Source: an optimization exercise on an open RTL-to-GDS flow (aim: small area and a short achievable clock period). Production flows keep margins and buffers that such runs may drop.
At most, simulation tests tie the RTL to the original design; equivalence was not proved.
The series may have gaps, and a smaller design here may also do less where the tests do not look.
Only the layout flow was run in runs 2 to 6; the RTL was not checked for function there.
No activity file was given, so power comes from the tool's default toggle rates.

Run 1, cell sizes after repair:
(4 px per um)
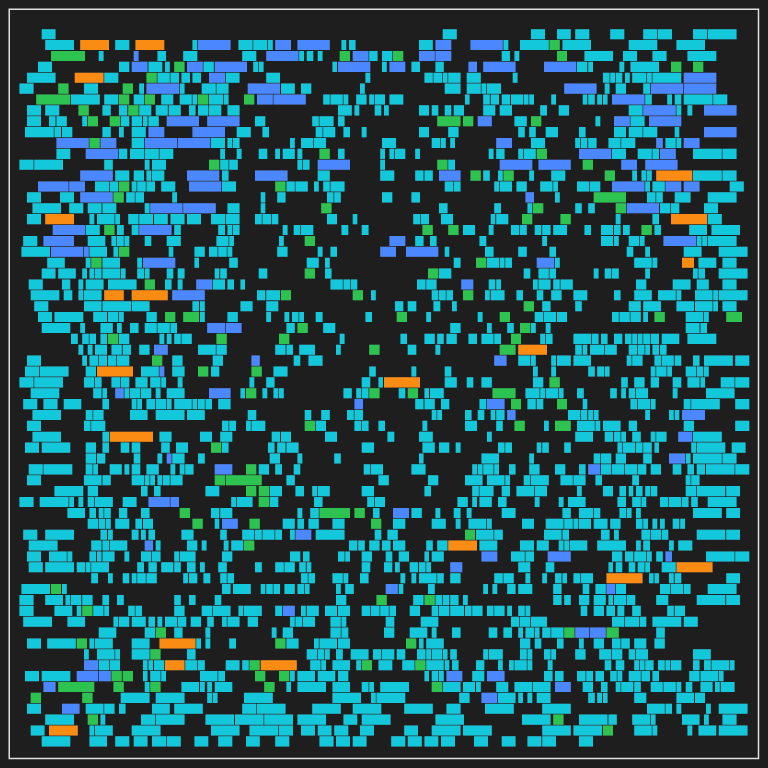
Run 1, cell placement:
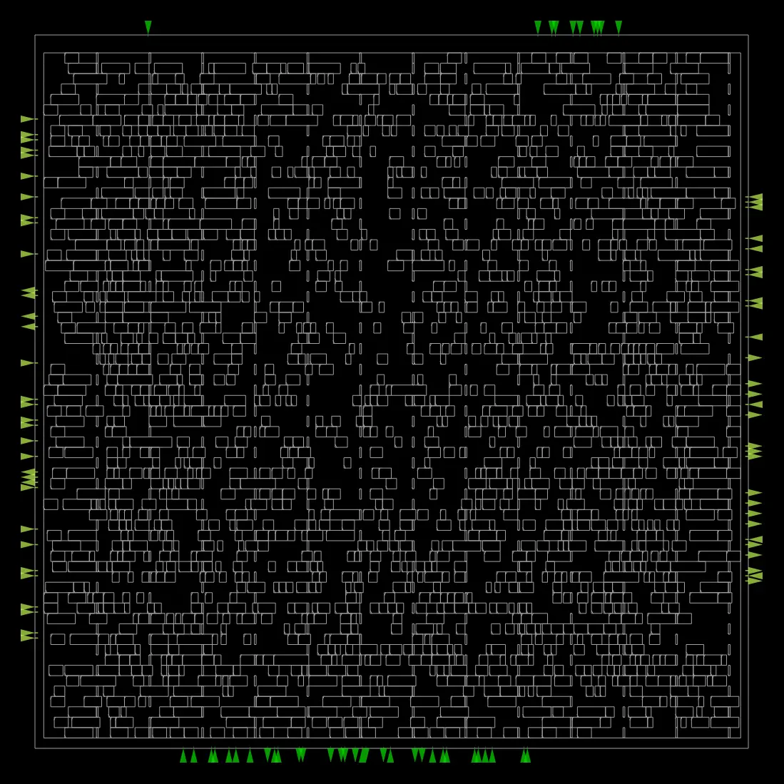
Run 1, signal routing as the flow saved it:
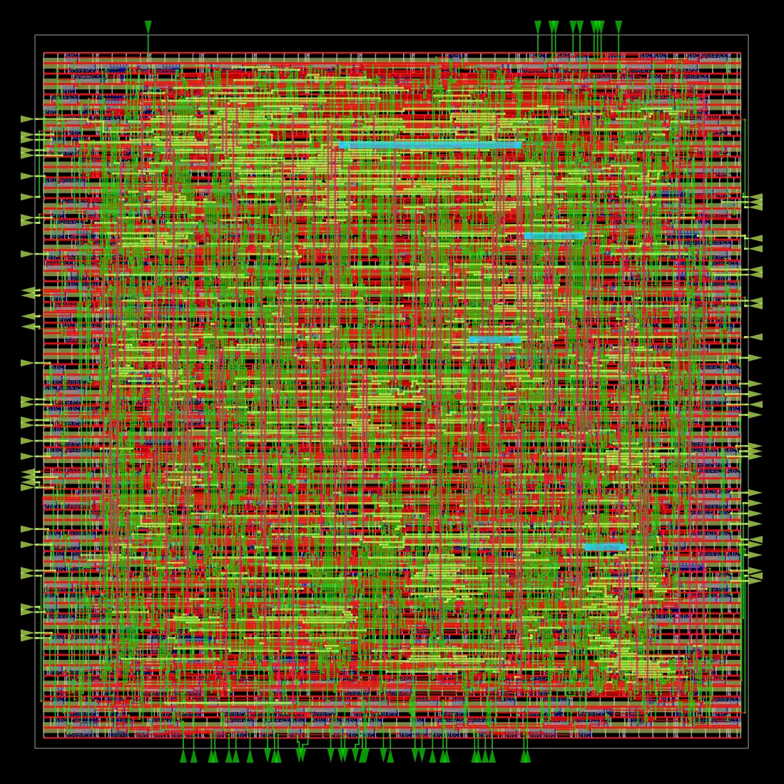
Run 1, logic cells by family:
(2 px per um)
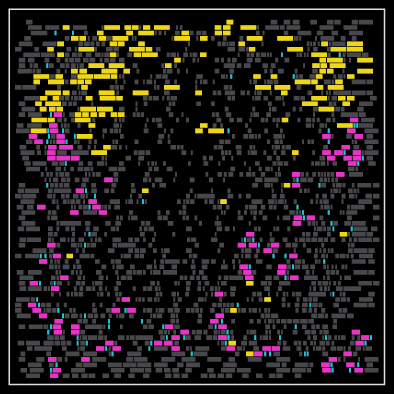
File: config.mk
export PLATFORM = sky130hd
export DESIGN_NAME = alu_top
export DESIGN_NICKNAME = alu_top
export VERILOG_FILES = /design/flow/design.v
export SDC_FILE = /design/flow/constraint.sdc
export NUM_CORES = 4
export LEC_CHECK = 0
export CAP_MARGIN = 20
export CORE_MARGIN = 2
export CORE_UTILIZATION = 40
export SLEW_MARGIN = 20
File: constraint.sdc
create_clock -name core_clock -period 5.0 [get_ports {clk}]
set_input_delay 1.0000 -clock core_clock [delete_from_list [all_inputs] [get_ports {clk}]]
set_output_delay 1.0000 -clock core_clock [all_outputs]
set_load 0.01 [all_outputs]
File: run.sh
#!/bin/bash
# synth_recipe.tcl (not shown) runs the flow's synth.tcl, then flattens the netlist and writes it again
# the make line also repeats each setting of config.mk as NAME=value (left out here)
make -C /OpenROAD-flow-scripts/flow DESIGN_CONFIG=/design/flow/config.mk WORK_HOME=/design/flow/orfs CLKGATE_MAP_FILE= SYNTH_SCRIPT=/design/flow/synth_recipe.tcl finish
File: design.v
module alu_top (
  input  wire        clk,
  input  wire [31:0] X,
  input  wire [31:0] Y,
  input  wire [3:0]  CONTROL,
  output reg  [31:0] RESULTADO,
  output reg         ZERO
);
  reg  [31:0] x_q, y_q;
  reg  [3:0]  ctrl_q;
  wire [31:0] res;
  wire        zero;
  always @(posedge clk) begin
    x_q       <= X;
    y_q       <= Y;
    ctrl_q    <= CONTROL;
    RESULTADO <= res;
    ZERO      <= zero;
  end
  ALU u_alu (
    .X(x_q),
    .Y(y_q),
    .RESULTADO(res),
    .ZERO(zero),
    .CONTROL(ctrl_q)
  );
endmodule

module ALU (X, Y, RESULTADO, ZERO, CONTROL);
input logic signed [31:0] X, Y;
input logic [3:0] CONTROL;
output logic [31:0] RESULTADO;
output logic ZERO;
logic [31:0] Xu,Yu;
assign Xu = X;
assign Yu = Y;
always_comb
begin
case (CONTROL)
	4'b0000: RESULTADO = X + Y;   
	4'b0111: RESULTADO = X - Y;   
	4'b0100: RESULTADO = (X < Y) ? 1 : 0;  
	4'b1100: RESULTADO = (Xu < Yu) ? 1 : 0;  
	4'b0010: RESULTADO = (X & Y);  
	4'b0001: RESULTADO = (X | Y);  
	4'b1001: RESULTADO = (X ^ Y);  
	4'b0110: RESULTADO = Y;  
	4'b1000: RESULTADO = Xu << Yu;  
	4'b1010: RESULTADO = Xu >> Yu;  
	4'b1110: RESULTADO = X >>> Y;  
	4'b1011: RESULTADO = (X >= Y) ? 1 : 0;  
	4'b1111: RESULTADO = X == Y;  
	default: RESULTADO = 0;  
endcase
end
assign ZERO = (RESULTADO == 0) ? 1 : 0;
endmodule 
==> results by group, run 1 <==
Floorplanning
  – Initial Util: 0.408
  – Top Ports: 102
  – Die Wd: between 150 and 200 um
  – Rows: between 60 and 70
  – Die footprint: ~35,000 sq um
  – Die H: between 150 and 200 um

Routing
  – DRC: 0
  – DRT iter0 DRCs: 2,018
  – Via density: 7.01
  – Detail Route Antenna Nets: 0
  – First drt pass iteration count: 6

Placement
  – DP HPWL: about 56,000 um
  – RePlAce Congestion: between 1 and 1.5
  – Placed Area: 15,300 sq um
  – Pre-CTS setup slack: between 600 and 700 ps
  – Inst Count DP: between 2k and 2.5k
  – I/O Buffers: 101

Clock network
  – CTS Buf Count: 9
  – Post-CTS setup buffers: 0
  – Root Buffer: clkbuf_16
  – Hold-fix buffers at CTS: 0
  – Clock tree buffer depth: 2
  – H-Tree Depth: 3
  – Clk sinks: between 100 and 150
  – Clock Latency Late Sink: approximately 380 ps
  – Post-CTS resize count: 0
  – Clock transition at the registers of the reported paths: about 70 ps
  – CTS tree: built

Timing
  – Endpoints failing hold: 0
  – RSZ-0062 raised after global routing: no
  – Fmax: between 200 and 250 MHz
  – Post-Route Setup TNS: 0 ps
  – Skew final: 9.17 ps
  – Tmin final: between 4000 and 5000 ps
  – Slew at the pin closest to its max-slew limit: just over 1000 ps
  – Slew Limit Fails: 0
  – Hold Slack: approximately 850 ps
  – Slew headroom: 0.310
  – Finish-stage setup viols: 0
  – Final worst-path cycle share: 0.918

Global routing
  – Antenna violations before repair: 4
  – Vias in the first global route: 14.9k
  – Gr usage total: 0.401
  – Grt total ovfl: 0
  – Largest net degree at the start of global routing: just over 80
  – First-pass GRT wire length: approximately 100,000 um

Logic synthesis
  – Post-Synthesis Cells: ~1.7k
  – Area contributors post-synth: dfxtp_1 (15%), ha_1 (9.0%), mux4_2 (8.1%), mux2i_1 (4.6%), nand2_1 (4.2%)
  – Post-synth top flop: dfxtp_1
  – Syn Area/Cell: approximately 7.7 sq um
  – Distinct cells, synth: 100
  – EDFF count, synth: 0
  – Synthesized flop and latch total: 101
  – Synth warnings: 2
  – Syn_nets: around 1.9k
  – Synth area leader: dfxtp_1
  – Asr flop ratio synth: 0
  – Top cell type's share of synthesized area: 0.151
  – Netlist Area Pre-Place: about 13,000 sq um
  – Seq/Total Area, Yosys: 0.151

Layout
  – Nets: 1,981
  – Register Area: roughly 2000 sq um
  – Antenna diodes: 0
  – Fillers: between 3k and 4k
  – Area of the multi-input gates: roughly 10,000 sq um
  – Most frequent cells in the layout: nand2_1 (151), nor2_1 (134), buf_4 (113)
  – Fraction of layout cells with a size suffix above 1: 0.148

Worst setup path
  – Worst Path Required: roughly 5300 ps
  – Worst Setup Start Kind: register
  – Worst path arrival time: 4900 ps
  – Crit Path Class: reg2reg
  – Worst setup EP type: register
  – CP max FO: 12

Power and ir drop
  – Final total power: 3.18 mW
  – LEAKAGE: 6.22 nW
  – Maximum vdd drop: roughly 0.19 mV
  – Pwr/cell area: approximately 200 nW/um^2

Outcome
  – Status: finished clean

Worst hold path
  – Hold Crit Class: reg2reg

Flow run
  – Max-Cap Viols: 0
## Picture notes: 'cell sizes after repair'
[_0 and _1 cells] cyan | cells: 1,550 | share: 85%
[_3 and _4 cells] green | cells: 126 | share: 6.9%
[_6 and larger] orange | cells: 20 | share: 1.1%
[_2 cells] blue | cells: 123 | share: 6.8%
final instance area: 15,600 sq um
PnR worst setup slack: 410 ps
nonclk buf count: 221
Layout Area Growth over Synthesis: 16.4%

## Picture notes: 'cell placement'
FFs & Latches: 101
share of the core filled with cells: 0.475
Core Footprint: 32,800 sq um

## Picture notes: 'signal routing as the flow saved it'
Routed wire per std cell: 31.8 um
vias: 15.8k
WL final: 71,900 um
Routed met3 length: 7330 um

## Picture notes: 'logic cells by family'
[fa/ha/maj cells] magenta | cells: 98 | most used: ha_1
[inv cells] cyan | cells: 98 | most used: inv_1 | where: all over the die
[mux cells] yellow | cells: 139 | most used: mux2i_1
commonest non-fill, non-tap cell in the layout: nand2_1
multi-input gate share of total cell area: 0.662
Final Non-Filler Cells: 2,261

run 1: worst paths after layout:
path	start	endpoint	slack [ps]	cells after the start
setup / recovery	x_q[13]$_DFF_P_	ZERO$_DFF_P_	410	14
hold / removal	y_q[23]$_DFF_P_	RESULTADO[23]$_DFF_P_	850	3
setup reg to reg	x_q[13]$_DFF_P_	ZERO$_DFF_P_	410	14
hold reg to reg	y_q[23]$_DFF_P_	RESULTADO[23]$_DFF_P_	850	3
run 1: synthesized netlist by cell type, types with 22 or more instances:
cell	count
a211oi_1	25
mux2_2	27
inv_1	93
clkbuf_1	94
nor3_1	57
a22oi_1	24
a31oi_1	26
o211ai_1	37
o21ai_0	82
mux4_2	48
nand2b_1	22
o22ai_1	26
nand3_1	47
nand2_1	151
a21oi_1	101
a221oi_1	24
nor4_1	32
ha_1	96
nor2_1	134
mux2i_1	62
o31ai_1	22
dfxtp_1	101
buf_2	29
run 1: worst max-delay path, stage by stage, from the launching register on:
cell and delay [ps]:
dfxtp_1 720, inv_1 100, ha_1 480, inv_1 240, a21oi_1 170, o31ai_1 610
o31ai_4 220, o41ai_2 420, a21oi_1 180, o21ai_1 150, a221oi_1 100, or4_1 590
nor4_1 330, nand2_1 110, nor3_2 100
run 1: final cells by class:
cell class | count | share of cell area
Sequential cell | 101 | 0.130
Multi-Input combinational cell | 1383 | 0.662
Inverter | 98 | 0.0236
Timing Repair Buffer | 221 | 0.128
Clock inverter | 5 | 0.00370
Tap cell | 442 | 0.0355
Clock buffer | 11 | 0.0162
run 1: where the power goes:
part           internal, mW  switching (mW)
sequential            0.871          0.0849
combinational         0.574           0.901
clock                 0.415           0.331
run 1: registers in the layout (all words and copies together), names as in the netlist:
signal,flops
ctrl_q,4
y_q,32
RESULTADO,32
x_q,32
ZERO,1
run 1: layer usage:
layer  track usage  routed length [um]
met3        0.0886                7330
met4         0.248                5210
met2         0.597               30400
met1         0.525               28800
met5             0                  81
run 1: kinds of logic (layout without fill, tap and decap cells):
| family | count (synthesis) | in the layout | synth area share |
|---|---|---|---|
| and+or+nand+nor | 566 | 566 | 0.213 |
| AOI/OAI and AO/OA | 570 | 570 | 0.302 |
| DFF | 101 | 101 | 0.151 |
| muxes | 139 | 139 | 0.152 |
| adders and majority gates | 98 | 98 | 0.0927 |
| xor gates and xnor gates | 10 | 10 | 0.00654 |
| buffers and inverters | 251 | 335 | 0.0823 |
==> run 2, diff against run 1 <==
==> design.v (replaced) <==
module alu_top (
  input  wire        clk,
  input  wire [31:0] X,
  input  wire [31:0] Y,
  input  wire [3:0]  CONTROL,
  output reg  [31:0] RESULTADO,
  output reg         ZERO
);
  reg  [31:0] x_q, y_q;
  reg  [3:0]  ctrl_q;
  wire [31:0] res;
  wire        zero;
  always @(posedge clk) begin
    x_q       <= X;
    y_q       <= Y;
    ctrl_q    <= CONTROL;
    RESULTADO <= res;
    ZERO      <= zero;
  end
  ALU u_alu (
    .X(x_q),
    .Y(y_q),
    .RESULTADO(res),
    .ZERO(zero),
    .CONTROL(ctrl_q)
  );
endmodule

module ALU (X, Y, RESULTADO, ZERO, CONTROL);
input logic signed [31:0] X, Y;
input logic [3:0] CONTROL;
output logic [31:0] RESULTADO;
output logic ZERO;
logic op_add, op_sub, op_slt, op_sltu, op_and, op_or, op_xor, op_y;
logic op_sll, op_srl, op_sra, op_sge, op_eq;
assign op_add  = (CONTROL == 4'b0000);
assign op_sub  = (CONTROL == 4'b0111);
assign op_slt  = (CONTROL == 4'b0100);
assign op_sltu = (CONTROL == 4'b1100);
assign op_and  = (CONTROL == 4'b0010);
assign op_or   = (CONTROL == 4'b0001);
assign op_xor  = (CONTROL == 4'b1001);
assign op_y    = (CONTROL == 4'b0110);
assign op_sll  = (CONTROL == 4'b1000);
assign op_srl  = (CONTROL == 4'b1010);
assign op_sra  = (CONTROL == 4'b1110);
assign op_sge  = (CONTROL == 4'b1011);
assign op_eq   = (CONTROL == 4'b1111);
logic        inv;
logic [31:0] yb, sum;
logic [32:0] c;
assign inv = op_sub | op_slt | op_sltu | op_sge;
assign yb  = Y ^ {32{inv}};
assign c[0] = inv;
logic [31:0] g0, p0;
assign g0 = X & yb;
assign p0 = X ^ yb;
logic [31:0] gk [0:5];
logic [31:0] pk [0:5];
assign gk[0] = g0;
assign pk[0] = p0;
genvar i, l;
generate
  for (l = 0; l < 5; l = l + 1) begin : lvl
    for (i = 0; i < 32; i = i + 1) begin : bit_
      if (i >= (1 << l)) begin : comb_
        assign gk[l+1][i] = gk[l][i] | (pk[l][i] & gk[l][i - (1 << l)]);
        assign pk[l+1][i] = pk[l][i] & pk[l][i - (1 << l)];
      end else begin : pass_
        assign gk[l+1][i] = gk[l][i];
        assign pk[l+1][i] = pk[l][i];
      end
    end
  end
  for (i = 0; i < 32; i = i + 1) begin : carry_
    assign c[i+1] = gk[5][i] | (pk[5][i] & c[0]);
  end
endgenerate
assign sum = p0 ^ c[31:0];
logic ltu, lts, eq;
assign ltu = (~X[31] & Y[31]) | (~(X[31] ^ Y[31]) & ~c[31]);
assign lts = ( X[31] & ~Y[31]) | (~(X[31] ^ Y[31]) & ~c[31]);
logic [31:0] xy_xor;
assign xy_xor = X ^ Y;
assign eq = ~|xy_xor;
logic cmp;
assign cmp = (op_slt & lts) | (op_sltu & ltu) | (op_sge & ~lts) | (op_eq & eq);
logic [31:0] xr, sin;
generate
  for (i = 0; i < 32; i = i + 1) begin : rev_
    assign xr[i] = X[31 - i];
  end
endgenerate
assign sin = op_sll ? xr : X;
logic fill, big;
assign fill = op_sra & X[31];
assign big  = |Y[31:5];
logic [31:0] s1, s2, s4, s8, s16, sh;
assign s1  = Y[0] ? {fill, sin[31:1]}        : sin;
assign s2  = Y[1] ? {{2{fill}}, s1[31:2]}    : s1;
assign s4  = Y[2] ? {{4{fill}}, s2[31:4]}    : s2;
assign s8  = Y[3] ? {{8{fill}}, s4[31:8]}    : s4;
assign s16 = Y[4] ? {{16{fill}}, s8[31:16]}  : s8;
assign sh  = big ? {32{fill}} : s16;
logic [31:0] shr;
generate
  for (i = 0; i < 32; i = i + 1) begin : rev2_
    assign shr[i] = sh[31 - i];
  end
endgenerate
logic [31:0] res;
assign res = ({32{op_add | op_sub}} & sum)
           | ({32{op_and}} & (X & Y))
           | ({32{op_or}}  & (X | Y))
           | ({32{op_xor}} & xy_xor)
           | ({32{op_y}}   & Y)
           | ({32{op_srl | op_sra}} & sh)
           | ({32{op_sll}} & shr)
           | {31'b0, cmp};
assign RESULTADO = res;
assign ZERO = ~|res;
endmodule
Run 2, cell sizes after repair:
(4 px per um)
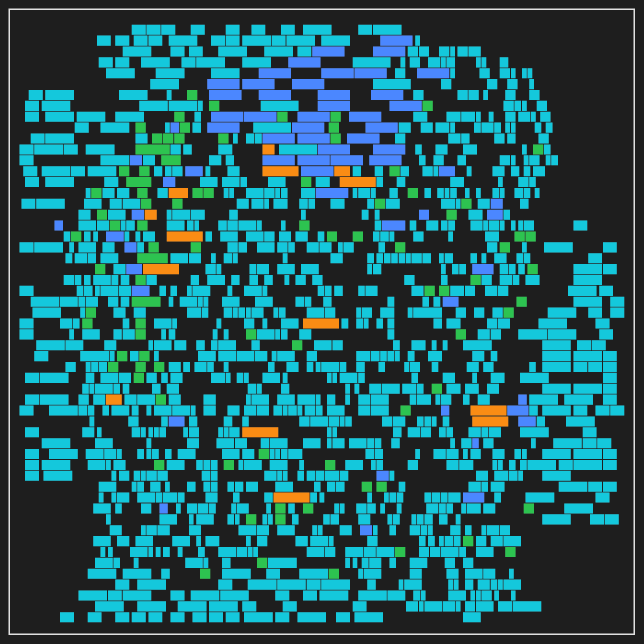
[_6 and larger] orange | cells: 14 | share: 1.2%
[_2 cells] blue | cells: 62 | share: 5.1%
[_0 and _1 cells] cyan | cells: 1,050 | share: 86%
[_3 and _4 cells] green | cells: 88 | share: 7.2%
final instance area: 11,300 sq um
PnR worst setup slack: 252 ps

Run 2, signal routing as the flow saved it:
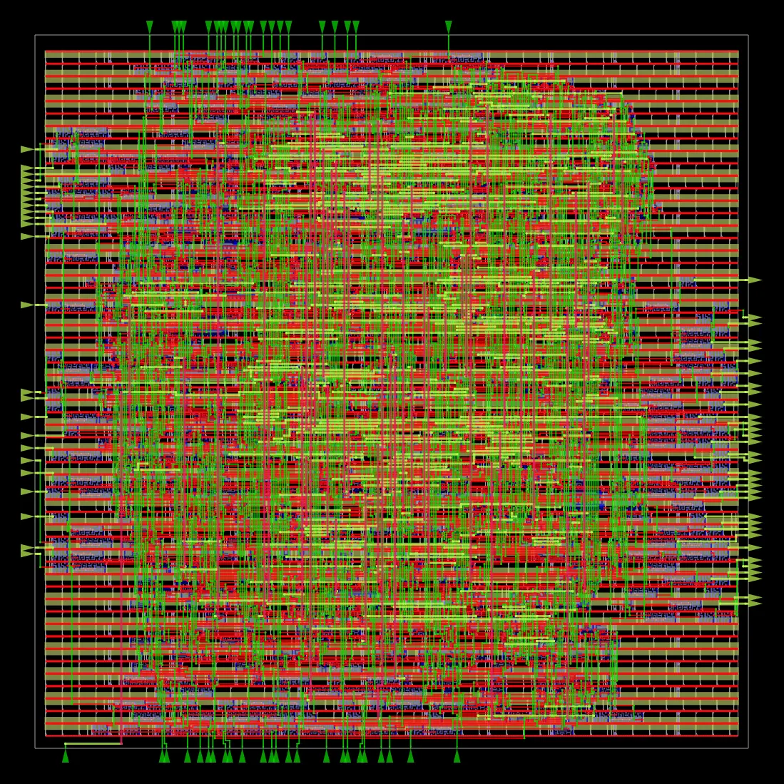
DRT met1 WL: 16,500 um
gr usage total: 0.318

==> run 2 against run 1 <==
  * Still clean on timing, DRC and antenna
  * Non-clock buffer count down 37
  * Area after synthesis shrank 31%
  * Total power is 11% lower
  * First-iteration DRC count down 42%
  * Largest cell class unchanged
==> results by group, run 2 <==
Worst setup path
  – Worst setup EP type: register
  – Crit path depth: 17
  – Worst-path cell chain: or3b_2 -> nand3_4 -> buf_4 -> xnor2_1 -> ha_1 -> nand2_1 -> a31o_2 -> a211oi_2 -> or3_1 -> xnor2_1 -> o21ai_1 -> a211o_1 -> or4_1 -> or4_1 -> nor4b_2 -> nand4_1 -> nor4_2
  – Crit Path Class: reg2reg
  – Worst Path Required: 5270 ps
  – CP max FO: 9
  – R2R depth: 17
  – Family with the most delay on the worst path: simple AND/OR/NAND/NOR gates
  – CP max stage cell: or3b_2
  – Worst path arrival time: 5020 ps
  – CP peak stage delay: around 520 ps
  – CP Buf/Inv Count: 1
  – Worst Setup Start Kind: register

Logic synthesis
  – Top cell type's share of synthesized area: 0.219
  – Seq/Total Area, Yosys: 0.219
  – Post-synth top flop: dfxtp_1
  – Synthesized flop and latch total: 101
  – Syn_nets: around 1.3k
  – Asr flop ratio synth: 0
  – Distinct cells, synth: 81
  – Synth warnings: 4
  – EDFF count, synth: 0
  – Syn Area/Cell: about 8.6 sq um
  – Synth area leader: dfxtp_1
  – Netlist Area Pre-Place: roughly 9000 sq um
  – Most frequent cell after synthesis: ha_1
  – Post-Synthesis Cells: ~1.1k
  – Synth cell count leaders: ha_1 (103), dfxtp_1 (101), nand2_1 (84)
  – Area contributors post-synth: dfxtp_1 (22%), ha_1 (14%), mux4_2 (8.5%), xnor2_1 (4.6%), a21oi_1 (4.2%)

Clock network
  – Root Buffer: clkbuf_16
  – Clk sinks: about 100
  – H-Tree Depth: 3
  – CTS tree: built
  – Clock transition at the registers of the reported paths: 80 ps
  – Clock Latency Late Sink: between 300 and 400 ps
  – Clock tree buffer depth: 2
  – Hold-fix buffers at CTS: 0
  – CTS Buf Count: 9

Power and ir drop
  – Combinational cell fraction of total power: 0.417
  – Sw Ratio: 0.384
  – LEAKAGE: roughly 4.6 nW
  – Pwr/cell area: roughly 250 nW/um^2
  – Switch Pwr: around 1.1 mW
  – Internal Dissipation: between 1.5 and 2 mW
  – Clock share of power: 0.248
  – Maximum vdd drop: 0.201 mV
  – Seq pwr share: 0.335
  – Final total power: between 2 and 3 mW

Floorplanning
  – Die footprint: between 20,000 and 25,000 sq um
  – Die H: between 150 and 200 um
  – Top Ports: 102
  – Die Wd: 156 um

Timing
  – Finish-stage setup viols: 0
  – Endpoints failing hold: 0
  – Post-Route Setup TNS: 0 ps
  – Final worst-path cycle share: 0.950
  – Fmax: ~210 MHz
  – Tmin final: 4750 ps
  – Slew headroom: 0.267
  – Skew final: around 9.5 ps
  – Hold Slack: around 800 ps
  – RSZ-0062 raised after global routing: no
  – Slew at the pin closest to its max-slew limit: about 1100 ps
  – Slew Limit Fails: 0

Global routing
  – Antenna violations before repair: 2
  – Largest net degree at the start of global routing: 33
  – First-pass GRT wire length: 57,400 um
  – Grt total ovfl: 0
  – Vias in the first global route: 8,940

Routing
  – DRT iter0 DRCs: 1,178
  – Detail Route Antenna Nets: 0
  – WL final: 39,000 um
  – Routed wire per std cell: between 20 and 30 um
  – DRC: 0
  – Vias: between 9k and 10k
  – First drt pass iteration count: 5
  – Via density: 6.52

Worst hold path
  – Min-Delay Path Depth: 4
  – Hold Crit Class: reg2reg

Layout
  – Fraction of layout cells with a size suffix above 1: 0.135
  – Commonest non-fill, non-tap cell in the layout: ha_1
  – Most frequent cells in the layout: ha_1 (103), dfxtp_1 (101), clkdlybuf4s50_1 (101)
  – Top Registers: RESULTADO: 32 flops, x_q: 32 flops, y_q: 32 flops
  – Layout Area Growth over Synthesis: 22.6%
  – Nets: around 1.4k

Placement
  – DP HPWL: approximately 31,000 um
  – Inst Count DP: 1,473
  – Pre-CTS setup slack: about 130 ps
  – RePlAce Congestion: a little over 1
  – I/O Buffers: 101

Flow run
  – Max-Cap Viols: 0

Outcome
  – Status: finished clean
Run 2, placement density heat map:
(2 px per um) 16 x 16 tiles, from dark blue (low) to red (high), 0 to 100% covered.
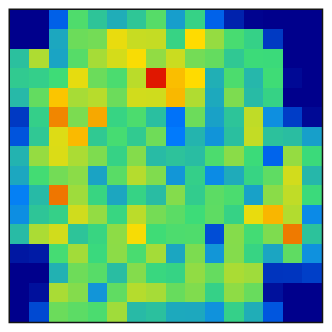
nearly empty tiles: 9.8%
emptiest ninth of the die: top right
densest ninth of the die: top middle
tiles over 75% full: 4.7%
share of the core filled with cells: 0.500
Initial Util: 0.408
Core Footprint: 22,600 sq um

Run 2, cell placement:
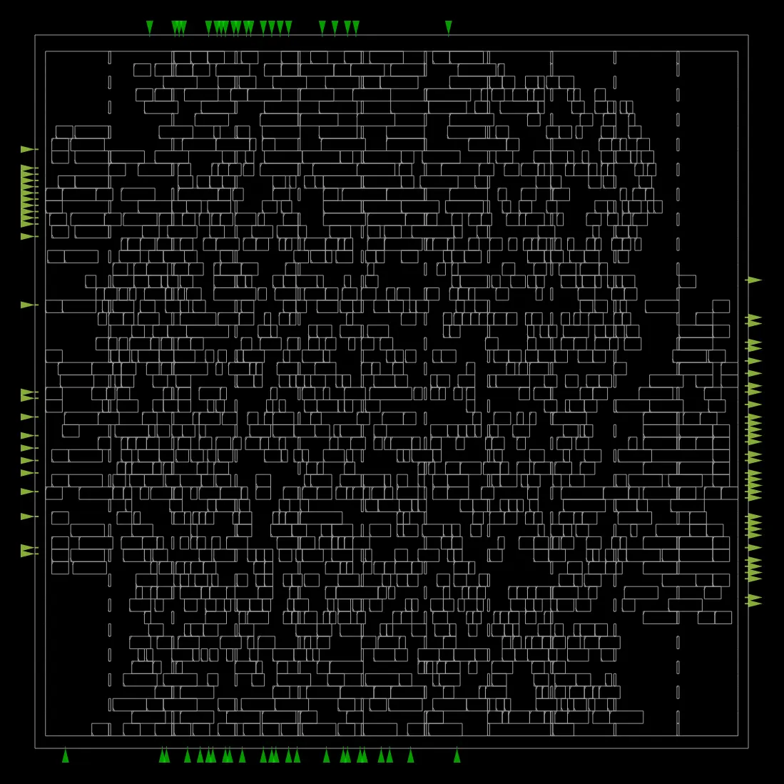
Rows: 55
Final Non-Filler Cells: 1,501
Seq/total area: 0.179
Fillers: 2,181
tap cell count: 285

-- run 2: cell types whose count changed in the layout (fill, tap and decap cells not counted), moves of 19 or more --
cell and change:
nor2_1 -79, nand2_1 -67, mux2i_1 -44, nor3_1 -43
xnor2_1 +39, buf_4 -31, a21oi_1 -25, mux2_2 -24
nand3_1 -24, o21ai_0 -22, a31oi_1 -20, o211ai_1 -20
inv_1 -19
-- run 2: path summary, 6_finish.rpt --
kind	start	end	slack, ps
worst max-delay path	ctrl_q[0]$_DFF_P_	ZERO$_DFF_P_	250
worst max register to register	ctrl_q[0]$_DFF_P_	ZERO$_DFF_P_	250
worst min-delay path	y_q[15]$_DFF_P_	RESULTADO[15]$_DFF_P_	800
worst min register to register	y_q[15]$_DFF_P_	RESULTADO[15]$_DFF_P_	800
-- run 2: layout make-up --
cell class | instances | area, sq um
fillers | 2181 | 11300
multi-input cells | 837 | 6730
flip-flops and latches | 101 | 2020
repair buffers | 184 | 1640
well taps | 285 | 357
inverters | 76 | 285
clock buffers | 11 | 243
clock inverters | 5 | 41.3
diodes | 2 | 5.00
-- run 2: metal layers --
| metal | track usage | routed length, um | vias up |
|---|---|---|---|
| met1 | 0.439 | 16500 | 4671 |
| met4 | 0.149 | 2170 | 0 |
| li1 | - | - | 4376 |
| met3 | 0.0747 | 4040 | 115 |
| met2 | 0.471 | 16300 | 631 |
| met5 | 0 | 0 | - |
-- run 2: power groups by stage --
stage,Clock [mW],Combinational [mW],Sequential (mW)
after floorplan,0,0.669,0.942
after global placement,0,1.11,0.959
after detailed placement,0,1.11,0.960
after CTS,0.722,1.12,0.941
after global routing,0.756,1.25,0.948
final,0.700,1.18,0.944
-- run 2: tightest hold or removal path, cell delays in order (launching register included) --
cell and delay (ps):
dfxtp_1 380, a21oi_1 100, o211ai_1 80, a21oi_1 110, o21ai_0 100
-- run 2: repair_timing --
action | 4_1_cts | 5_1_grt
setup buffers | 0 | 10
setup endpoints to repair | 0 | 1
gates resized for setup | 0 | 17
-- run 2: cells by family after synthesis --
logic type               after synthesis  synth area share
AO/OA/AOI/OAI                        345             0.256
XOR/XNOR                              52            0.0493
adder cells (fa/ha/maj)              103             0.140
buffers and inverters                140            0.0603
flip-flops                           101             0.219
multiplexers                          61             0.123
AND/OR/NAND/NOR                      276             0.153
-- run 2: metrics by stage --
| step | utilization | instance area (sq um) |
|---|---|---|
| 6_report | 0.500 | 11300 |
| 4_1_cts | 0.494 | 11200 |
| 2_1_floorplan | - | 9230 |
| 3_5_place_dp | 0.481 | 10900 |
| 5_1_grt | 0.500 | 11300 |
| 3_3_place_gp | 0.481 | 10900 |
Run 2, logic cells by family:
(2 px per um)
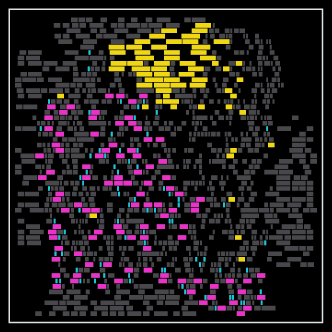

==> run 3, diff against run 2 <==
--- a/config.mk
+++ b/config.mk
@@ -9,3 +9,4 @@
 export CORE_MARGIN = 2
 export CORE_UTILIZATION = 40
+export SETUP_SLACK_MARGIN = 2.0
 export SLEW_MARGIN = 20
Run 3, logic cells by family:
(2 px per um)
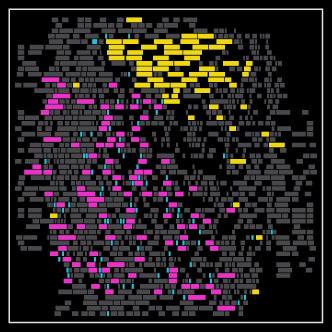
[inv cells] cyan | cells: 76 | most used: inv_1
[fa/ha/maj cells] magenta | cells: 103 | most used: ha_1
[mux cells] yellow | cells: 61 | most used: mux4_2
multi-input gate share of total cell area: 0.603
Final Non-Filler Cells: 1,560
commonest non-fill, non-tap cell in the layout: buf_4

Run 3, placement density heat map:
(2 px per um) 16 x 16 tiles, from dark blue (low) to red (high), 0 to 100% covered.
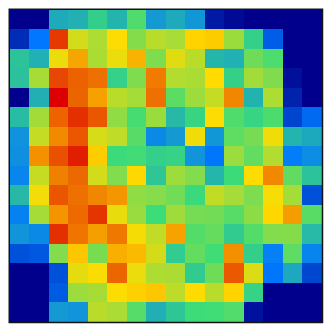
share of the core filled with cells: 0.577

==> run 3 against run 2 <==
  * Maximum frequency is 2.3% higher
  * Area after synthesis stayed put
  * Combinational power is 33% higher
  * Synthesized cell count stayed put
  * Critical path depth stayed put
  * Clock power is 2% lower
  * Worst hold slack better by 37 ps
==> results by group, run 3 <==
Outcome
  – Status: finished clean

Worst setup path
  – Worst-path cell chain: or3b_4 -> nand3_4 -> buf_4 -> buf_6 -> xnor2_4 -> ha_1 -> a21oi_2 -> o22ai_2 -> or3_4 -> a21boi_2 -> xnor2_2 -> a221o_1 -> or4b_1 -> or4_4 -> nor4b_2 -> nand4_1 -> nor4_2
  – Worst Path Required: 5280 ps
  – Worst path arrival time: between 4000 and 5000 ps
  – CP max FO: 6
  – Worst R2R Setup Slack: approximately 360 ps
  – Crit Path Class: reg2reg
  – Reg-to-reg startpoint: ctrl_q[0]$_DFF_P_
  – R2R depth: 17
  – Worst setup EP type: register
  – CP peak stage delay: about 540 ps
  – CP max stage cell: or4b_1

Timing
  – Slew at the pin closest to its max-slew limit: 1120 ps
  – Finish-stage setup viols: 0
  – Slew headroom: 0.254
  – Skew final: between 10 and 15 ps
  – Final worst-path cycle share: 0.928
  – RSZ-0062 raised after global routing: yes

Floorplanning
  – Die Wd: 156 um
  – Die H: 156 um
  – Die footprint: 24,300 sq um
  – Core Footprint: between 20,000 and 25,000 sq um
  – Rows: 55
  – Top Ports: 102

Routing
  – DRT iter0 DRCs: approximately 1.3k
  – DRC: 0
  – First drt pass iteration count: 6
  – Detail Route Antenna Nets: 0
  – Via density: 6.64

Clock network
  – Clock tree buffer depth: 2
  – CTS Buf Count: 9
  – Root Buffer: clkbuf_16
  – Clk sinks: slightly above 100
  – H-Tree Depth: 3
  – Clock Latency Late Sink: about 370 ps

Worst hold path
  – Worst Hold End: RESULTADO[20]$_DFF_P_
  – Min-Delay Path Depth: 3
  – Hold Crit Class: reg2reg

Power and ir drop
  – LEAKAGE: between 5 and 6 nW
  – Combinational cell fraction of total power: 0.488
  – Seq pwr share: 0.297
  – Clock share of power: 0.215
  – Sw Ratio: 0.389

Logic synthesis
  – EDFF count, synth: 0
  – Synth cell count leaders: ha_1 (103), dfxtp_1 (101), nand2_1 (84)
  – Syn_nets: 1,250
  – Post-Synthesis Cells: about 1.1k
  – Distinct cells, synth: 81
  – Synthesized flop and latch total: about 100
  – Post-synth top flop: dfxtp_1
  – Top cell type's share of synthesized area: 0.219
  – Syn Area/Cell: 8.56 sq um
  – Synth warnings: 4
  – Most frequent cell after synthesis: ha_1

Global routing
  – Largest net degree at the start of global routing: 33
  – Vias in the first global route: 9,315
  – Antenna violations before repair: 1

Layout
  – Top Registers: RESULTADO: 32 flops, x_q: 32 flops, y_q: 32 flops
  – Antenna diodes: 0
  – Layout Area Growth over Synthesis: 41.5%
  – Most frequent cells in the layout: buf_4 (117), clkdlybuf4s50_1 (101), dfxtp_1 (97)

Placement
  – RePlAce Congestion: 1.03
  – Inst Count DP: 1,455

Flow run
  – Max-Cap Viols: 0
Run 3, the metal 4 layer:
(2 px per um)
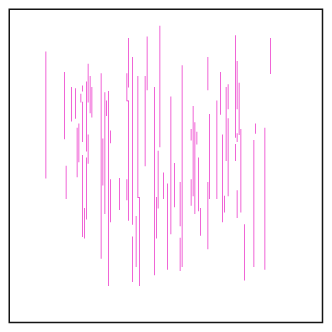
share of all routed wire: 5.8%
nets with wire on the layer: 67
vias: 10.4k
WL final: 41,900 um

Run 3, signal routing as the flow saved it:
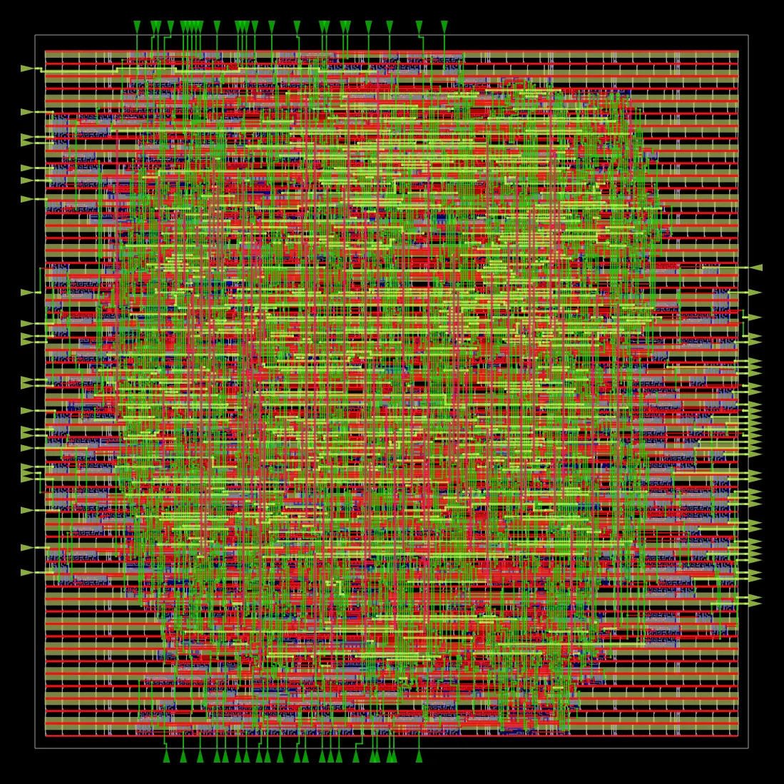
gr usage total: 0.332
Max Used Layer: met4
DRT met1 WL: 16,600 um
Routed met3 length: 4950 um
Routed wire per std cell: 26.9 um

==> run 3: changes by cell type in the layout (fill, tap and decap cells not counted), moves of 16 or more <==
| cell | change |
|---|---|
| buf_4 | +35 |
| a21oi_1 | -23 |
| xnor2_1 | -23 |
| ha_1 | -20 |
| buf_6 | +19 |
| a21oi_2 | +16 |
==> run 3: cell type report <==
cell class,instances,area [sq um]
sequential,101,2040
clock inverter,4,33.8
tap,285,357
multi-input combinational,839,7870
fill,1962,9580
inverter,76,289
clock buffer,11,243
timing repair buffer,244,2230
==> run 3: metrics by stage <==
stage               instance area, sq um  setup WS [ps]  hold WS [ps]
floorplan                           9470            683           560
CTS                                12000            578           798
global placement                   10900            292           774
finish                             13100            361           841
global route                       13100            244           846
detailed placement                 10900            244           781
==> run 3: worst max-delay path, delay by kind of cell (launching register included) <==
family	cells	cell delay, ps
flops	1	370
simple gates	8	2520
buf+inv	2	260
compound gates	4	860
fa+ha+maj	1	300
xor+xnor	2	250
==> run 3: cell families (layout without fill, tap and decap cells) <==
logic type                 Yosys count  count (layout)  share of synthesized area
muxes                               61              61                      0.123
and+or+nand+nor                    276             278                      0.153
buffers and inverters              140             335                     0.0603
DFF                                101             101                      0.219
adders and majority gates          103             103                      0.140
AOI/OAI and AO/OA                  345             345                      0.256
xor gates and xnor gates            52              52                     0.0493
==> run 3: routing by layer <==
metal | global-route usage | vias up | part of all wire
li1 | - | 4496 | -
met1 | 0.447 | 4961 | 0.40
met2 | 0.494 | 747 | 0.43
met3 | 0.0881 | 157 | 0.12
met4 | 0.157 | 0 | 0.058
met5 | 0 | - | 0
==> run 3: power by group through the flow <==
stage	registers [mW]	clock network [mW]	logic, mW
after global routing	0.956	0.738	1.64
after CTS	0.947	0.699	1.28
after global placement	0.966	0	1.13
after floorplan	0.942	0	0.723
after detailed placement	0.967	0	1.12
final	0.954	0.689	1.57
==> run 3: worst max path at each step <==
stage | slack [ps] | endpoint | startpoint
3_5_place_dp | 240 | ZERO$_DFF_P_ | ctrl_q[1]$_DFF_P_
6_report | 360 | ZERO$_DFF_P_ | ctrl_q[0]$_DFF_P_
2_1_floorplan | 680 | ZERO$_DFF_P_ | ctrl_q[1]$_DFF_P_
3_3_place_gp | 290 | ZERO$_DFF_P_ | ctrl_q[2]$_DFF_P_
4_1_cts | 580 | ZERO$_DFF_P_ | ctrl_q[0]$_DFF_P_
5_1_grt | 240 | ZERO$_DFF_P_ | ctrl_q[0]$_DFF_P_
==> run 3: repair_timing <==
item,4_1_cts,5_1_grt
setup endpoints to repair,33,32
gates resized for setup,92,123
gates cloned,2,0
pin swaps,52,74
buffers inserted,44,43
hold endpoints to repair,0,0
hold buffers,0,0
Run 3, cell placement:
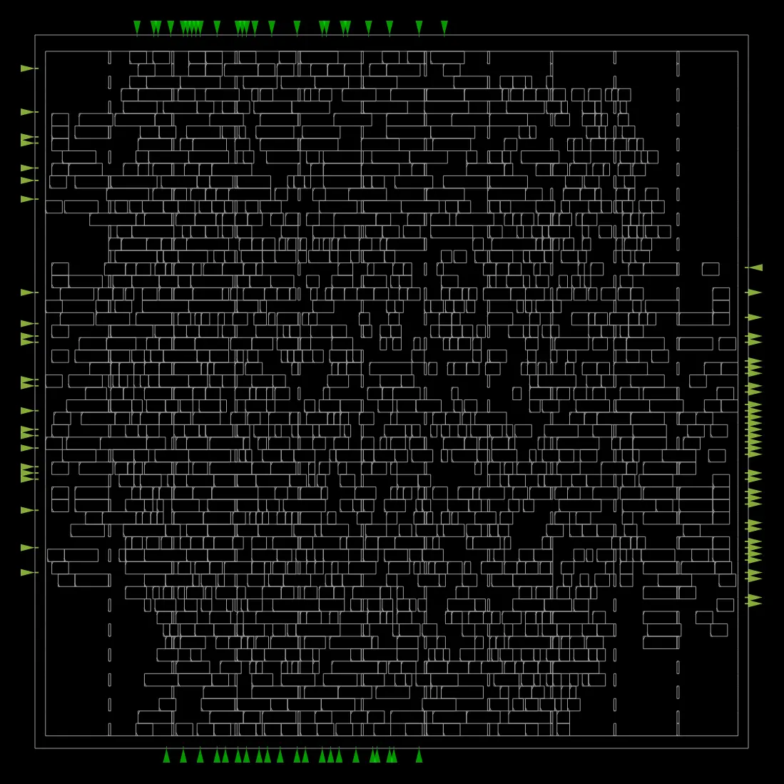

==> run 4, diff against run 3 <==
--- a/config.mk
+++ b/config.mk
@@ -6,4 +6,5 @@
 export NUM_CORES = 4
 export LEC_CHECK = 0
+export ABC_AREA = 1
 export CAP_MARGIN = 20
 export CORE_MARGIN = 2
Run 4, cell placement:
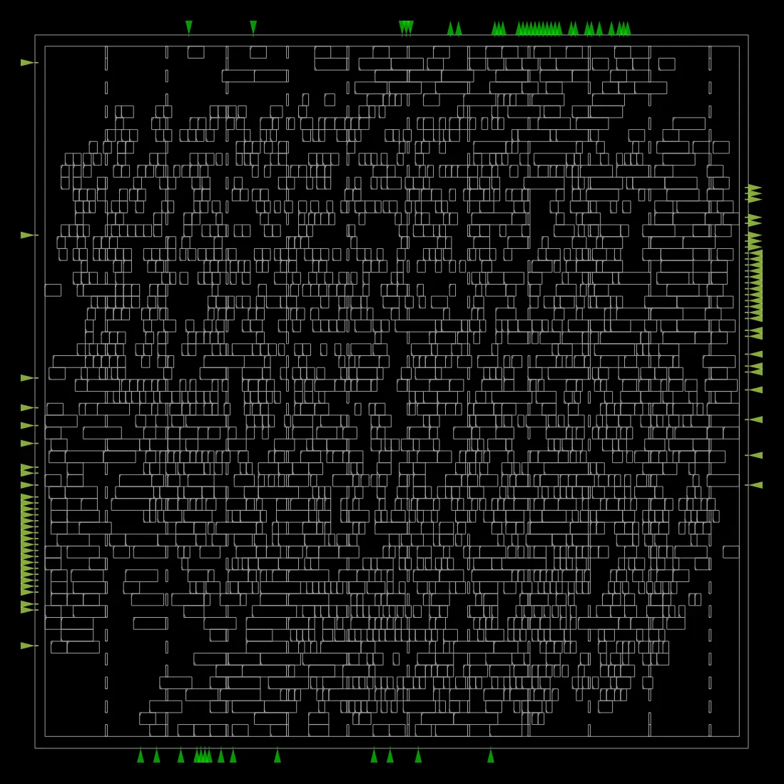
Seq/total area: 0.155
Core Footprint: 25,000 sq um
share of the core filled with cells: 0.523

Run 4, logic cells by family:
(2 px per um)
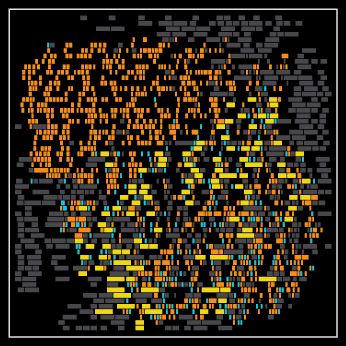
[fa/ha/maj cells] yellow | cells: 103 | most used: ha_1
[nand cells] orange | cells: 900 | most used: nand2_1 | where: all over the die
[inv cells] cyan | cells: 184 | most used: inv_1
multi-input gate share of total cell area: 0.614
Final Non-Filler Cells: 2,128

==> run 4 against run 3 <==
  * Still clean
  * Total power fell by 3.0%
  * Critical path depth rose by 6
  * Via count rose by 19%
  * Global-route usage rose by 0.46 points
  * Critical path type unchanged
==> results by group, run 4 <==
Clock network
  – Root Buffer: clkbuf_16
  – CTS tree: built
  – Clock Latency Late Sink: 370 ps
  – CTS Buf Count: 9
  – Clock transition at the registers of the reported paths: about 80 ps

Timing
  – Slew headroom: 0.275
  – Post-Route Setup TNS: 0 ps
  – Finish-stage setup viols: 0
  – Slew Limit Fails: 0
  – Tmin final: about 3500 ps
  – RSZ-0062 raised after global routing: yes
  – Final worst-path cycle share: 0.696
  – Endpoints failing hold: 0
  – Hold Slack: about 750 ps

Power and ir drop
  – Seq pwr share: 0.308
  – Combinational cell fraction of total power: 0.453
  – Final total power: around 3.1 mW
  – Internal Dissipation: between 1.5 and 2 mW
  – Sw Ratio: 0.429
  – Clock share of power: 0.239
  – Pwr/cell area: between 200 and 250 nW/um^2
  – LEAKAGE: 6.26 nW

Placement
  – DP HPWL: 34,600 um
  – Placed Area: ~11,000 sq um

Layout
  – Commonest non-fill, non-tap cell in the layout: nand2_1
  – Top Registers: RESULTADO: 32 flops, x_q: 32 flops, y_q: 32 flops
  – Nets: just under 2k
  – Layout Area Growth over Synthesis: 29.5%
  – Antenna diodes: 0
  – Fraction of layout cells with a size suffix above 1: 0.161
  – Area of the multi-input gates: between 8000 and 9000 sq um
  – Fillers: between 2k and 3k

Worst setup path
  – CP peak stage delay: 380 ps
  – Worst-path cell chain: inv_4 -> nor2_4 -> nand2_4 -> nand3_4 -> buf_6 -> buf_16 -> xor2_4 -> ha_4 -> nand2_2 -> nor2_2 -> nand2_1 -> inv_1 -> nand3_1 -> nand2_1 -> nand2_2 -> buf_4 -> a21oi_2 -> nand3b_1 -> nand3_2 -> buf_6 -> buf_6 -> buf_6 -> buf_6
  – Worst path arrival time: between 3000 and 4000 ps
  – Worst R2R Setup Slack: approximately 1500 ps
  – Family with the most delay on the worst path: simple AND/OR/NAND/NOR gates
  – Worst setup EP type: register
  – CP Buf/Inv Count: 9
  – CP max stage cell: dfxtp_4
  – Crit Path Class: reg2reg
  – Worst Path Required: 5270 ps

Logic synthesis
  – EDFF count, synth: 0
  – Post-synth top flop: dfxtp_1
  – Synthesized flop and latch total: 101
  – Synth cell count leaders: nand2_1 (469), nand3_1 (372), inv_1 (177)
  – Seq/Total Area, Yosys: 0.200
  – Post-Synthesis Cells: roughly 1.7k
  – Synth area leader: dfxtp_1
  – Netlist Area Pre-Place: around 10,000 sq um
  – Area contributors post-synth: dfxtp_1 (20%), nand3_1 (18%), nand2_1 (17%), ha_1 (13%), inv_1 (6.6%)
  – Top cell type's share of synthesized area: 0.200
  – Syn Area/Cell: about 6.0 sq um
  – Most frequent cell after synthesis: nand2_1

Global routing
  – Antenna violations before repair: 0
  – Vias in the first global route: between 10k and 15k
  – First-pass GRT wire length: approximately 67,000 um
  – Largest net degree at the start of global routing: 43
  – Grt total ovfl: 0

Outcome
  – Status: finished clean

Floorplanning
  – Top Ports: between 100 and 150
  – Die H: 163 um
  – Die footprint: around 27,000 sq um
  – Rows: 58
  – Initial Util: 0.404

Routing
  – Detail Route Antenna Nets: 0
  – DRT iter0 DRCs: about 1.5k
  – DRC: 0
  – Via density: about 5.8

Flow run
  – Max-Cap Viols: 0
Run 4, the metal 4 layer:
(2 px per um)
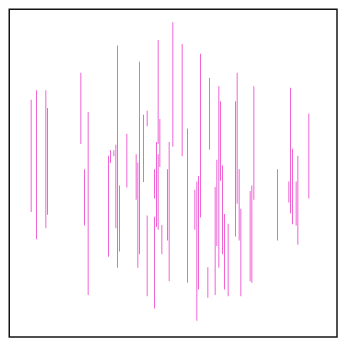
vias: 12.3k
WL final: 45,400 um

Run 4, signal routing as the flow saved it:
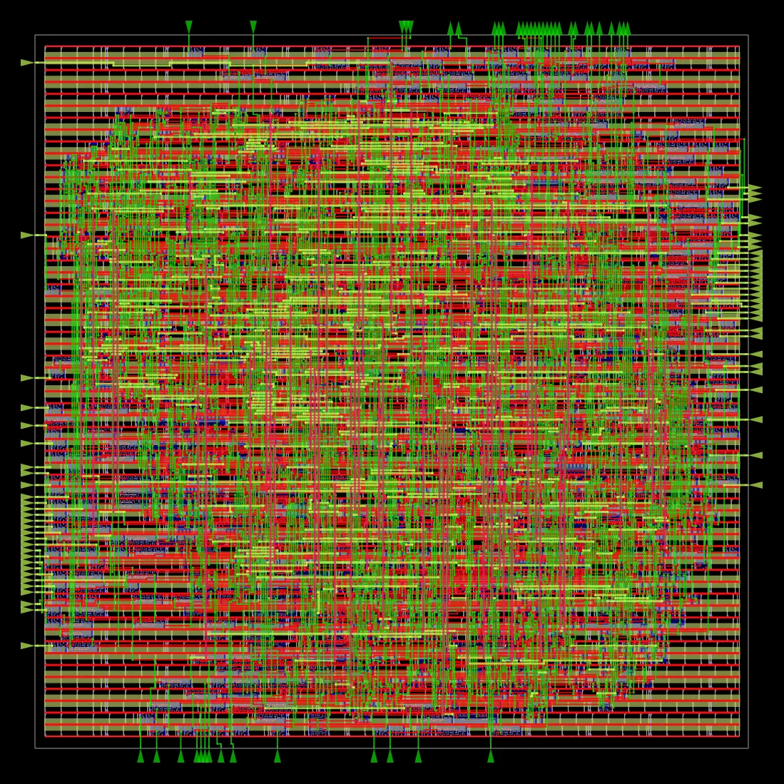
gr usage total: 0.336
Routed wire per std cell: 21.3 um
Routed met3 length: 4480 um
routed wl met2: 19,200 um
DRT met1 WL: 19,100 um

-- run 4: changes by cell type after synthesis, sizes merged, moves of 35 or more --
| cell | change |
|---|---|
| inv | +108 |
| nand3 | +349 |
| nand2 | +388 |
| a22oi | -35 |
| xnor2 | -47 |
| nor2 | +73 |
| mux4 | -40 |
-- run 4: routing by layer --
metal | global-route usage | vias up | wire [um]
met1 | 0.453 | 5688 | 19100
met2 | 0.517 | 676 | 19200
met4 | 0.164 | 0 | 2690
met3 | 0.0637 | 131 | 4480
met5 | 0 | - | 0
li1 | - | 5828 | -
-- run 4: worst paths after layout --
kind,startpoint,end,cells after the start
worst max register to register,ctrl_q[2]$_DFF_P_,RESULTADO[31]$_DFF_P_,23
worst min-delay path,y_q[25]$_DFF_P_,RESULTADO[25]$_DFF_P_,2
worst min register to register,y_q[25]$_DFF_P_,RESULTADO[25]$_DFF_P_,2
worst max-delay path,ctrl_q[2]$_DFF_P_,RESULTADO[31]$_DFF_P_,23
-- run 4: final cells by class --
class / count / area share
flip-flops and latches: 101 / 0.155
repair buffers: 166 / 0.123
inverters: 184 / 0.0534
well taps: 330 / 0.0315
multi-input cells: 1331 / 0.614
clock inverters: 7 / 0.00573
clock buffers: 9 / 0.0172
-- run 4: kinds of logic after synthesis --
group	count (synthesis)	synth area share
fa+ha+maj	103	0.127
xor+xnor	32	0.0277
compound gates	143	0.0846
flops	101	0.200
buf+inv	257	0.101
simple gates	1053	0.460
-- run 4: power by group through the flow --
stage	Combinational, mW	Clock, mW	Sequential (mW)
CTS	1.22	0.757	0.950
detailed placement	1.11	0	0.968
finish	1.41	0.744	0.960
floorplan	0.722	0	0.938
global placement	1.11	0	0.968
global route	1.53	0.782	0.962
-- run 4: per-stage QoR --
stage,instances,util,setup slack (ps)
2_1_floorplan,1689,-,1970
3_3_place_gp,2065,0.457,1090
5_1_grt,2128,0.523,1260
6_report,2128,0.523,1520
4_1_cts,2107,0.492,1630
3_5_place_dp,2065,0.457,1060
-- run 4: worst min-delay path: stages, from the launching register on --
cell and delay [ps]:
dfxtp_1 460, a221oi_1 140, nand3_1 110
-- run 4: repair_timing --
action                     4_1_cts  5_1_grt
hold endpoints to repair         0        0
pin swaps                       28       41
gates resized for setup         96      146
cloned                           2        1
buffers inserted                24       20
setup endpoints to repair       31       30
==> run 5, diff against run 4 <==
--- a/config.mk
+++ b/config.mk
@@ -6,8 +6,8 @@
 export NUM_CORES = 4
 export LEC_CHECK = 0
-export ABC_AREA = 1
+export ABC_CLOCK_PERIOD_IN_PS = 3000
 export CAP_MARGIN = 20
 export CORE_MARGIN = 2
-export CORE_UTILIZATION = 40
+export CORE_UTILIZATION = 60
 export SETUP_SLACK_MARGIN = 2.0
 export SLEW_MARGIN = 20
==> run 5 against run 4 <==
  * The flow now stops in global routing (5_1_grt)
  * Synthesized cell count decreased by 36%
  * Area after synthesis decreased by 8.8%
==> results by group, run 5 <==
Logic synthesis
  – Syn Area/Cell: roughly 8.6 sq um
  – Mux cell area share after synthesis: 0.123
  – Syn_nets: 1,250
  – Post-synthesis xor/xnor area fraction: 0.0493
  – Distinct cells, synth: 81
  – Post-synth top flop: dfxtp_1
  – Top cell type's share of synthesized area: 0.219
  – Netlist Area Pre-Place: between 9000 and 10,000 sq um
  – Post-synthesis compound-gate area fraction: 0.256
  – Synth area leader: dfxtp_1
  – Area contributors post-synth: dfxtp_1 (22%), ha_1 (14%), mux4_2 (8.5%), xnor2_1 (4.6%), a21oi_1 (4.2%)
  – Post-Synthesis Cells: 1,078
  – EDFF count, synth: 0
  – Simple-Gate Fraction of Synth Area: 0.153
  – Synth warnings: 4
  – Most frequent cell after synthesis: ha_1
  – Post-synthesis adder-cell area fraction: 0.140
  – Synthesized flop and latch total: just over 100
  – Combinational family with the most area after synthesis: compound AO/OA/AOI/OAI gates
  – Synth cell count leaders: ha_1 (103), dfxtp_1 (101), nand2_1 (84)
  – Asr flop ratio synth: 0
  – Seq/Total Area, Yosys: 0.219

Timing
  – Kind of the worst endpoint: sequential cell input
  – Worst EP post-GRT repair: ZERO$_DFF_P_/D

Floorplanning
  – Initial Util: 0.612
  – Rows: between 40 and 50
  – Die H: around 130 um
  – Top Ports: 102
  – Die Wd: approximately 130 um

Clock network
  – Clk sinks: slightly above 100
  – Clock tree buffer depth: 2
  – CTS Buf Count: 9
  – Hold-fix buffers at CTS: 0
  – Root Buffer: clkbuf_16
  – H-Tree Depth: 3

Placement
  – DP HPWL: just under 30,000 um
  – I/O Buffers: 101
  – RePlAce Congestion: ~1.1
  – Pre-CTS setup slack: around 170 ps

Outcome
  – First Err: [ERROR GRT-0232] Routing congestion too high. Check the congestion heatmap in the GUI.
  – Fail Step: global routing (5_1_grt)
  – Status: stopped before the end

Global routing
  – Largest net degree at the start of global routing: 33
  – Grt total ovfl: 6
  – Gr usage total: 0.746
[run 5: layer usage]
metal,GRT usage,GRT overflow
met1,0.753,0
met2,0.898,2
met3,0.616,0
met4,0.703,4
met5,0.325,0
[run 5: logic make-up after synthesis]
group                      after synthesis
AOI/OAI and AO/OA                      345
and+or+nand+nor                        276
buffers and inverters                  140
adders and majority gates              103
DFF                                    101
muxes                                   61
xor gates and xnor gates                52
[run 5: power by group through the flow]
stage | Clock [mW] | Combinational, mW | Sequential, mW
4_1_cts | 0.715 | 1.33 | 0.938
3_5_place_dp | 0 | 1.11 | 0.957
3_3_place_gp | 0 | 1.09 | 0.954
2_1_floorplan | 0 | 0.723 | 0.942
[run 5: metrics by stage]
step	cells	area (sq um)	hold slack, ps	power (mW)	util
CTS	1428	12200	783	2.99	0.812
detailed placement	1350	10700	756	2.07	0.712
global placement	1350	10700	767	2.05	0.712
floorplan	1078	9470	560	1.66	-
[run 5: timing repair]
| item | in CTS |
|---|---|
| resized for setup | 130 |
| pin swaps | 66 |
| setup endpoints to repair | 33 |
| setup buffers | 62 |
[run 5: how the worst max path moves through the flow]
stage	slack [ps]	depth (start not counted)	to	startpoint
after CTS	520	17	ZERO$_DFF_P_	ctrl_q[1]$_DFF_P_
after detailed placement	170	15	ZERO$_DFF_P_	ctrl_q[2]$_DFF_P_
after global placement	340	16	ZERO$_DFF_P_	ctrl_q[2]$_DFF_P_
after floorplan	680	19	ZERO$_DFF_P_	ctrl_q[1]$_DFF_P_
==> run 6, diff against run 5 <==
--- a/config.mk
+++ b/config.mk
@@ -6,8 +6,8 @@
 export NUM_CORES = 4
 export LEC_CHECK = 0
-export ABC_CLOCK_PERIOD_IN_PS = 3000
+export ABC_CLOCK_PERIOD_IN_PS = 2500
 export CAP_MARGIN = 20
 export CORE_MARGIN = 2
 export CORE_UTILIZATION = 60
-export SETUP_SLACK_MARGIN = 2.0
+export SETUP_SLACK_MARGIN = 2.5
 export SLEW_MARGIN = 20
==> run 6 against run 5 <==
  * Area after synthesis unchanged
  * The run again fails in global routing (5_1_grt)
  * Synthesized cell count unchanged
==> results by group, run 6 <==
Outcome
  – Status: stopped before the end
  – Fail Step: global routing (5_1_grt)
  – First Err: [ERROR GRT-0232] Routing congestion too high. Check the congestion heatmap in the GUI.

Clock network
  – Root Buffer: clkbuf_16
  – CTS Buf Count: 9
  – Clk sinks: roughly 100
  – Clock tree buffer depth: 2
  – H-Tree Depth: 3

Placement
  – I/O Buffers: around 100
  – DP HPWL: 29,400 um
  – RePlAce Congestion: approximately 1.1
  – Inst Count DP: roughly 1.4k

Logic synthesis
  – Post-synthesis adder-cell area fraction: 0.140
  – Area contributors post-synth: dfxtp_1 (22%), ha_1 (14%), mux4_2 (8.5%), xnor2_1 (4.6%), a21oi_1 (4.2%)
  – Distinct cells, synth: between 80 and 90
  – Synth cell count leaders: ha_1 (103), dfxtp_1 (101), nand2_1 (84)
  – EDFF count, synth: 0
  – Syn_nets: around 1.3k
  – Combinational family with the most area after synthesis: compound AO/OA/AOI/OAI gates
  – Synth area leader: dfxtp_1
  – Simple-Gate Fraction of Synth Area: 0.153
  – Top cell type's share of synthesized area: 0.219
  – Post-synthesis compound-gate area fraction: 0.256
  – Seq/Total Area, Yosys: 0.219
  – Post-Synthesis Cells: approximately 1.1k
  – Synth warnings: 4
  – Asr flop ratio synth: 0
  – Post-synthesis xor/xnor area fraction: 0.0493
  – Mux cell area share after synthesis: 0.123
  – Synthesized flop and latch total: between 100 and 150
  – Syn Area/Cell: 8.56 sq um
  – Post-synth top flop: dfxtp_1
  – Most frequent cell after synthesis: ha_1
  – Netlist Area Pre-Place: slightly above 9000 sq um

Floorplanning
  – Initial Util: 0.612
  – Top Ports: slightly above 100
  – Die H: 128 um
  – Die Wd: 128 um
  – Rows: 45

Global routing
  – Largest net degree at the start of global routing: 33
  – Grt total ovfl: 14
  – Gr usage total: 0.749

Timing
  – Kind of the worst endpoint: sequential cell input
  – Worst EP post-GRT repair: ZERO$_DFF_P_/D
[run 6: logic make-up after synthesis]
logic type	Yosys count
fa+ha+maj	103
simple gates	276
flops	101
buf+inv	140
xor+xnor	52
mux	61
compound gates	345
[run 6: through the flow]
| stage | cell area, sq um | utilization | setup WS (ps) |
|---|---|---|---|
| CTS | 12200 | 0.812 | 613 |
| detailed placement | 10800 | 0.713 | 284 |
| global placement | 10800 | 0.713 | 409 |
| floorplan | 9490 | - | 687 |
[run 6: what timing repair did]
item / CTS
buffers inserted: 70
endpoints found under the setup margin: 33
gates resized for setup: 118
pin swaps: 66
gates cloned: 5
hold buffers: 0
[run 6: metal layers]
| layer | GRT overflow | GRT usage |
|---|---|---|
| met1 | 0 | 0.767 |
| met2 | 8 | 0.909 |
| met3 | 0 | 0.591 |
| met4 | 6 | 0.719 |
| met5 | 0 | 0.285 |
[run 6: how the worst max path moves through the flow]
stage / from / endpoint / slack [ps]
3_3_place_gp: ctrl_q[1]$_DFF_P_ / ZERO$_DFF_P_ / 410
3_5_place_dp: ctrl_q[0]$_DFF_P_ / ZERO$_DFF_P_ / 280
2_1_floorplan: ctrl_q[1]$_DFF_P_ / ZERO$_DFF_P_ / 690
4_1_cts: ctrl_q[0]$_DFF_P_ / ZERO$_DFF_P_ / 610
[run 6: power groups by stage]
stage / clock network (mW) / registers, mW / logic (mW)
4_1_cts: 0.680 / 0.942 / 1.37
3_5_place_dp: 0 / 0.961 / 1.13
3_3_place_gp: 0 / 0.958 / 1.12
2_1_floorplan: 0 / 0.942 / 0.726

[what the ideal ports hide]
The results above use ideal ports. As a check the final layouts listed here were re-extracted and re-timed, cells and wires unchanged. Step 1 sets driving cells, clkbuf_16 on the clock port and buf_2 on the other inputs (assumed; they add their load-dependent delay and slew). Step 2, shift: input delay + t, output delay - t, t = (earliest + latest rising clock arrival at the registers) / 2. This alone moves slack from input paths to output paths. Three values: no drivers, after step 1, after step 2; two values: the first two.
| run | shift t [ns] | setup slack, ns | hold slack, ns | worst data-port slew with drivers (ns) |
|---|---|---|---|---|
| run 1 | 0.435 | 0.410 / 0.410 / 0.410 | 0.853 / 0.853 / 0.853 | 0.05 |
| run 2 | 0.406 | 0.252 / 0.252 / 0.252 | 0.803 / 0.803 / 0.803 | 0.05 |
| run 3 | 0.408 | 0.361 / 0.361 / 0.361 | 0.841 / 0.841 / 0.841 | 0.04 |
| run 4 | 0.408 | 1.521 / 1.521 / 1.521 | 0.752 / 0.752 / 0.752 | 0.04 |
After both steps every run listed still meets setup and hold.
